Background: an optimization exercise with open tools, aiming at small area. Do not read the settings as production practice. The RTL of this run was laid out without a check of its function.

### A small window of the routed layout

Window x 153 to 173, y 153 to 173 um. Cells in gray, sequential cells in the stronger gray; small squares are vias.
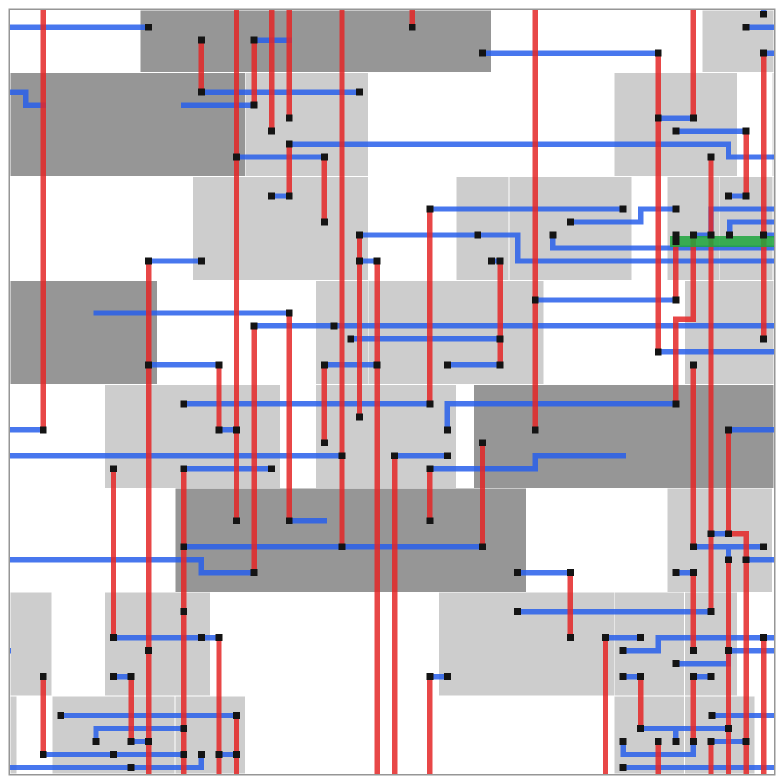
### Congestion heat map

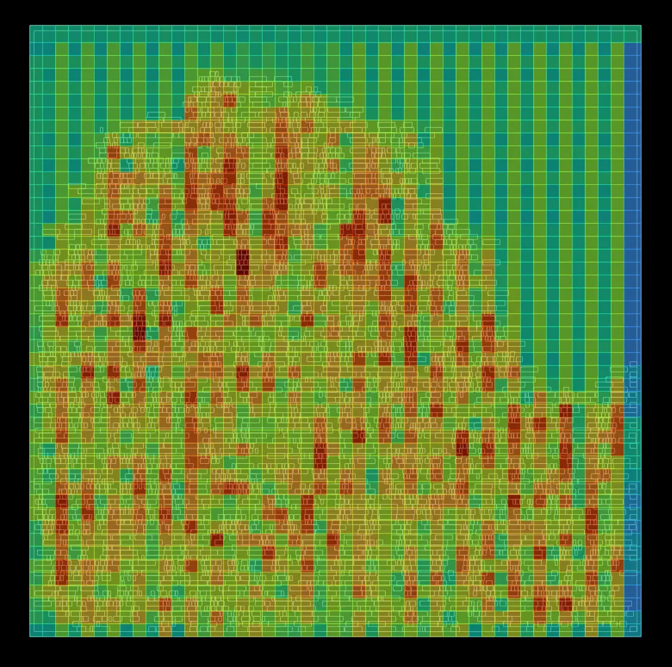
**run.sh**
```bash
#!/bin/bash
# synth_recipe.tcl (not shown) runs the flow's synth.tcl, then flattens the netlist and writes it again
# the make line also repeats each setting of config.mk as NAME=value (left out here)
make -C /OpenROAD-flow-scripts/flow DESIGN_CONFIG=/design/flow/config.mk WORK_HOME=/design/flow/orfs CLKGATE_MAP_FILE= SYNTH_SCRIPT=/design/flow/synth_recipe.tcl finish
```
**config.mk**
```make
export PLATFORM = sky130hd
export DESIGN_NAME = cordic_pipelined
export DESIGN_NICKNAME = cordic_pipelined
export VERILOG_FILES = /design/flow/design.v
export SDC_FILE = /design/flow/constraint.sdc
export NUM_CORES = 4
export LEC_CHECK = 0
export CAP_MARGIN = 20
export CORE_MARGIN = 2
export CORE_UTILIZATION = 40
export SLEW_MARGIN = 20
```
**constraint.sdc**
```tcl
create_clock -name core_clock -period 7.0 [get_ports {clk}]
set_input_delay 1.4000 -clock core_clock [delete_from_list [all_inputs] [get_ports {clk}]]
set_output_delay 1.4000 -clock core_clock [all_outputs]
set_load 0.01 [all_outputs]
```
**design.v**
```verilog
`timescale 1ns/100ps
module cordic_cell #(parameter SITA=0,N=0)
(
	input	clk, rst,
	input signed  [15:0] x_in,y_in,z_in,
	output signed [15:0] x_out,y_out,z_out
);
	reg signed [15:0] x_reg,y_reg,z_reg,x_next,y_next,z_next;
	always @ (posedge clk, posedge rst) 
	begin
		if (rst)
		begin
			x_reg <= 0;
			y_reg <= 0;
			z_reg <= 0;
		end
		else
		begin
			x_reg <= x_next;
			y_reg <= y_next;
			z_reg <= z_next;
		end	
	end
	always @ (*)
	begin
		if (z_in[15]==1'b0)
		begin
			x_next = x_in - (y_in >>> N);
			y_next = y_in + (x_in >>> N);
			z_next = z_in - SITA;
		end
		else
		begin
			x_next = x_in + (y_in >>> N);
			y_next = y_in - (x_in >>> N);
			z_next = z_in + SITA;
		end
	end
	assign x_out = x_reg;
	assign y_out = y_reg;
	assign z_out = z_reg;
endmodule
`timescale 1ns/100ps
module cordic_pipelined
(
	input  clk,rst,
	input  signed [15:0] z,
	output signed [15:0] x,y
);
	wire signed [15:0] x0, y0;
	wire signed [15:0] x1, y1, z1;
	wire signed [15:0] x2, y2, z2;
	wire signed [15:0] x3, y3, z3;
	wire signed [15:0] x4, y4, z4;
	wire signed [15:0] x5, y5, z5;
	wire signed [15:0] x6, y6, z6;
	wire signed [15:0] x7, y7, z7;
	wire signed [15:0] x8, y8, z8;
	wire signed [15:0] x9, y9, z9;
	wire signed [15:0] x10, y10, z10;
	wire signed [15:0] x11, y11, z11;
	wire signed [15:0] x12, y12, z12;
	wire signed [15:0] x13, y13, z13;
	assign x0 = 9949;
	assign y0 = 0;
	cordic_cell #(.SITA(12868),.N(0)) cell0
	(
		.clk(clk),
		.rst(rst),
		.x_in(x0),
		.y_in(y0), 
		.z_in(z),
		.x_out(x1),
		.y_out(y1),
		.z_out(z1)
	);
	cordic_cell #(.SITA(7596),.N(1)) cell1
	(
		.clk(clk),
		.rst(rst),
		.x_in(x1),
		.y_in(y1), 
		.z_in(z1),
		.x_out(x2),
		.y_out(y2),
		.z_out(z2)
	);
	cordic_cell #(.SITA(4014),.N(2)) cell2
	(
		.clk(clk),
		.rst(rst),
		.x_in(x2),
		.y_in(y2), 
		.z_in(z2),
		.x_out(x3),
		.y_out(y3),
		.z_out(z3)
	);
	cordic_cell #(.SITA(2037),.N(3)) cell3
	(
		.clk(clk),
		.rst(rst),
		.x_in(x3),
		.y_in(y3), 
		.z_in(z3),
		.x_out(x4),
		.y_out(y4),
		.z_out(z4)
	);
	cordic_cell #(.SITA(1023),.N(4)) cell4
	(
		.clk(clk),
		.rst(rst),
		.x_in(x4),
		.y_in(y4), 
		.z_in(z4),
		.x_out(x5),
		.y_out(y5),
		.z_out(z5)
	);
	cordic_cell #(.SITA(512),.N(5)) cell5
	(
		.clk(clk),
		.rst(rst),
		.x_in(x5),
		.y_in(y5), 
		.z_in(z5),
		.x_out(x6),
		.y_out(y6),
		.z_out(z6)
	);
	cordic_cell #(.SITA(256),.N(6)) cell6
	(
		.clk(clk),
		.rst(rst),
		.x_in(x6),
		.y_in(y6), 
		.z_in(z6),
		.x_out(x7),
		.y_out(y7),
		.z_out(z7)
	);
	cordic_cell #(.SITA(128),.N(7)) cell7
	(
		.clk(clk),
		.rst(rst),
		.x_in(x7),
		.y_in(y7), 
		.z_in(z7),
		.x_out(x8),
		.y_out(y8),
		.z_out(z8)
	);
	cordic_cell #(.SITA(64),.N(8)) cell8
	(
		.clk(clk),
		.rst(rst),
		.x_in(x8),
		.y_in(y8), 
		.z_in(z8),
		.x_out(x9),
		.y_out(y9),
		.z_out(z9)
	);
	cordic_cell #(.SITA(32),.N(9)) cell9
	(
		.clk(clk),
		.rst(rst),
		.x_in(x9),
		.y_in(y9), 
		.z_in(z9),
		.x_out(x10),
		.y_out(y10),
		.z_out(z10)
	);
	cordic_cell #(.SITA(16),.N(10)) cell10
	(
		.clk(clk),
		.rst(rst),
		.x_in(x10),
		.y_in(y10), 
		.z_in(z10),
		.x_out(x11),
		.y_out(y11),
		.z_out(z11)
	);
	cordic_cell #(.SITA(8),.N(11)) cell11
	(
		.clk(clk),
		.rst(rst),
		.x_in(x11),
		.y_in(y11), 
		.z_in(z11),
		.x_out(x12),
		.y_out(y12),
		.z_out(z12)
	);
	cordic_cell #(.SITA(4),.N(12)) cell12
	(
		.clk(clk),
		.rst(rst),
		.x_in(x12),
		.y_in(y12), 
		.z_in(z12),
		.x_out(x13),
		.y_out(y13),
		.z_out(z13)
	);
	cordic_cell #(.SITA(2),.N(13)) cell13
	(
		.clk(clk),
		.rst(rst),
		.x_in(x13),
		.y_in(y13), 
		.z_in(z13),
		.x_out(x),
		.y_out(y),
		.z_out()
	);
endmodule
```
==> key figures <==
Timing
  – Max-slew headroom: a little over 30%
  – Max-slew violations: 0
  – Setup violators final: 0
  – RSZ-0062 raised after global routing: no
  – Final Hold Violating Endpoints: 0
  – Post-layout min period: between 3 and 4 ns
  – Final Cycle Share: 56.63%
  – Slew @ Worst Pin: 1.039 ns

Logic synthesis
  – Cell taking the most area after synthesis: dfrtp_1
  – Seq/Total Area, Yosys: 35.78%
  – Gate Count Post-Synth: 4295
  – Synthesis-stage register bit count: 595
  – Mapped cell area: between 40000 and 50000 um^2
  – Async set-reset flop share out of synthesis: 100.0%
  – Post-Syn Nets: slightly below 5000
  – Warnings, synthesis: 14
  – Largest cells by area after synthesis: dfrtp_1 36%, ha_1 18%, xnor2_1 8.4%

Routing
  – Vias: about 30000
  – Drt via density: roughly 5.2
  – Number of DRC markers in iteration 0: 1500
  – Wire per inst: about 15 um
  – Total wire length: between 80 and 90 mm

Cells and area
  – Post-Layout Inst Area: about 46000 um^2
  – Final std cells w/o fill: 5813
  – Fill cell count: between 9000 and 10000
  – Share of cells above drive strength 1: about 4.3%
  – Ant diodes: 0
  – Most frequent cells in the layout: 595 x dfrtp_1, 585 x ha_1, 481 x a21oi_1, 397 x xnor2_1, 318 x nor2_1
  – Layout Nets: 5019
  – Commonest non-fill, non-tap cell in the layout: dfrtp_1

Setup path
  – Crit-path max FO: 19
  – Reg2reg setup slack: roughly 3.0 ns
  – Worst Path Required: ~7.5 ns
  – Worst path arrival time: around 4.5 ns
  – R2r worst-path depth: 10
  – Crit path kind: reg2reg

Clock tree
  – CTS clk-pin slew, worst paths: about 0.06 ns
  – Postcts setup bufs: 0
  – Root Driver: clkbuf_16
  – Clock sinks: slightly below 600
  – CTS max path bufs: 3
  – CTS Buf Count: 71
  – PostCTS Resize Cnt: 0

Die
  – Core footprint: ~100000 um^2
  – I/O pins: 50
  – Die ar.: ~110000 um^2
  – Row count: roughly 120
  – Die width: between 300 and 400 um
  – Die height: ~330 um

Placed design
  – Total placed instance area: ~44000 um^2
  – DP Wirelength: 68.04 mm
  – Placed cells: about 5700

Worst hold path
  – Hold/Removal Path Class: reg2reg
  – Hold path depth: 0
  – WHS Endpoint: cell5.z_reg[8]
  – HP Start: cell4.z_reg[8]

GRT
  – First-pass GRT wire length: about 150 mm
  – Number of global-route vias before repair: between 20000 and 30000
  – Initial antenna violation count: 1

Run
  – Max Cap Viol: 0

Outcome
  – Status: no timing/DRC/antenna violations
## Picture notes: 'A small window of the routed layout'
Red stands for metal 2. Green stands for metal 3. Blue stands for metal 1.
26 logic cells have their middle in the window. Sequential cells in the window: 4. Most frequent: ha_1 (5), xnor2_1 (4), dfrtp_1 (4). Netlist names of flops here include cell8.y_reg (4).

## Picture notes: 'Congestion heat map'
global routing's busiest layer: met2
gr usage total: 16.32%

worst max-delay path by stage:
stage,endpoint,cells past startpoint,slack (ns),from
floorplan,cell0.y_reg[0],1,-2.51,rst
global placement,cell0.z_reg[14],11,2.69,z[15]
detailed placement,cell0.z_reg[14],11,2.64,z[15]
CTS,cell10.y_reg[15],10,2.99,cell9.z_reg[15]
global route,cell10.y_reg[15],10,2.58,cell9.z_reg[15]
finish,cell10.y_reg[15],10,3.04,cell9.z_reg[15]
cells by family (layout without fill, tap and decap cells):
kind of cell / after synthesis / in the layout / share of synthesized area, %
adder cells (fa/ha/maj): 624 / 624 / 19.44
XOR/XNOR: 581 / 581 / 12.28
flip-flops: 595 / 595 / 35.78
other: 1 / 1 / 0.009011
multiplexers: 42 / 42 / 1.100
AO/OA/AOI/OAI: 1208 / 1208 / 18.05
buffers and inverters: 313 / 451 / 2.829
AND/OR/NAND/NOR: 931 / 931 / 10.51
metrics by stage:
stage / hold WS (ns) / worst slack, ns / setup TNS (ns) / util (%)
final: 0.3400 / 3.036 / 0 / 44.76
after global routing: 0.3418 / 2.577 / 0 / 44.76
after CTS: 0.3368 / 2.991 / 0 / 44.74
after detailed placement: 0.3347 / 2.645 / 0 / 42.33
after global placement: 0.3323 / 2.693 / 0 / 42.33
after floorplan: 0.3312 / -2.513 / -1495.41 / -
cell type report:
| class | count | area [um^2] | share of cell area (%) |
|---|---|---|---|
| clock buffers | 97 | 2057 | 4.446 |
| repair buffers | 62 | 633.1 | 1.368 |
| multi-input cells | 3387 | 25550 | 55.22 |
| inverters | 261 | 983.4 | 2.126 |
| flip-flops and latches | 595 | 14890 | 32.18 |
| well taps | 1380 | 1727 | 3.732 |
| clock inverters | 31 | 426.7 | 0.9222 |
worst max-delay path, cell delays in order, from the launching register on:
cell      delay, ns
dfrtp_1        0.71
clkinv_1       0.69
nor2_1         0.47
o21ai_0        0.22
ha_1           0.41
a21oi_1        0.24
o21ai_0        0.16
a21o_1         0.21
or4_1          0.41
a31oi_1        0.21
xnor2_1        0.13
cell usage after synthesis (10+ instances only):
library cell	instances
clkbuf_1	43
nor3b_1	10
nor3_1	117
and3_1	22
mux2i_1	23
a211oi_1	31
o21bai_1	58
nand2b_1	75
fa_1	38
o21a_1	76
and2_1	10
nor2_1	318
nor2b_1	59
a31oi_1	38
dfrtp_1	595
mux2_2	17
nor4_1	16
a21oi_1	481
a21boi_0	14
o211ai_1	13
o41ai_1	15
nand3_1	53
xor2_1	182
xnor2_1	397
ha_1	585
o21ai_0	198
nand2_1	197
o31ai_1	15
or3_1	20
inv_1	258
a21o_1	161
routing by layer:
layer / wire, um / GRT usage, % / vias to the layer above
met5: 13 / 0 / -
li1: - / - / 15350
met3: 2338 / 2.162 / 134
met4: 2068 / 4.777 / 2
met1: 38200 / 19.81 / 14390
met2: 44200 / 29.96 / 352

[what the ideal ports hide]
The results above use ideal ports. As a check the final layout listed here was re-extracted and re-timed, cells and wires unchanged. Step 1, drivers: a clkbuf_16 drives clk and a buf_2 each remaining input, both assumed. Step 2 also shifts input and output timing later by t, the mid clock arrival at the registers, as if the neighbouring blocks saw the same clock. Three values: ideal ports, drivers, drivers and shift; two values: the first two.
shift t [ns]: 0.674
setup WS [ns]: 3.036 / 3.036 / 2.641
worst data-port slew with drivers (ns): 0.03
After both steps this run still meets setup and hold. The setup slack of this run moves by 0.000 ns with the drivers and by -0.395 ns with both steps.
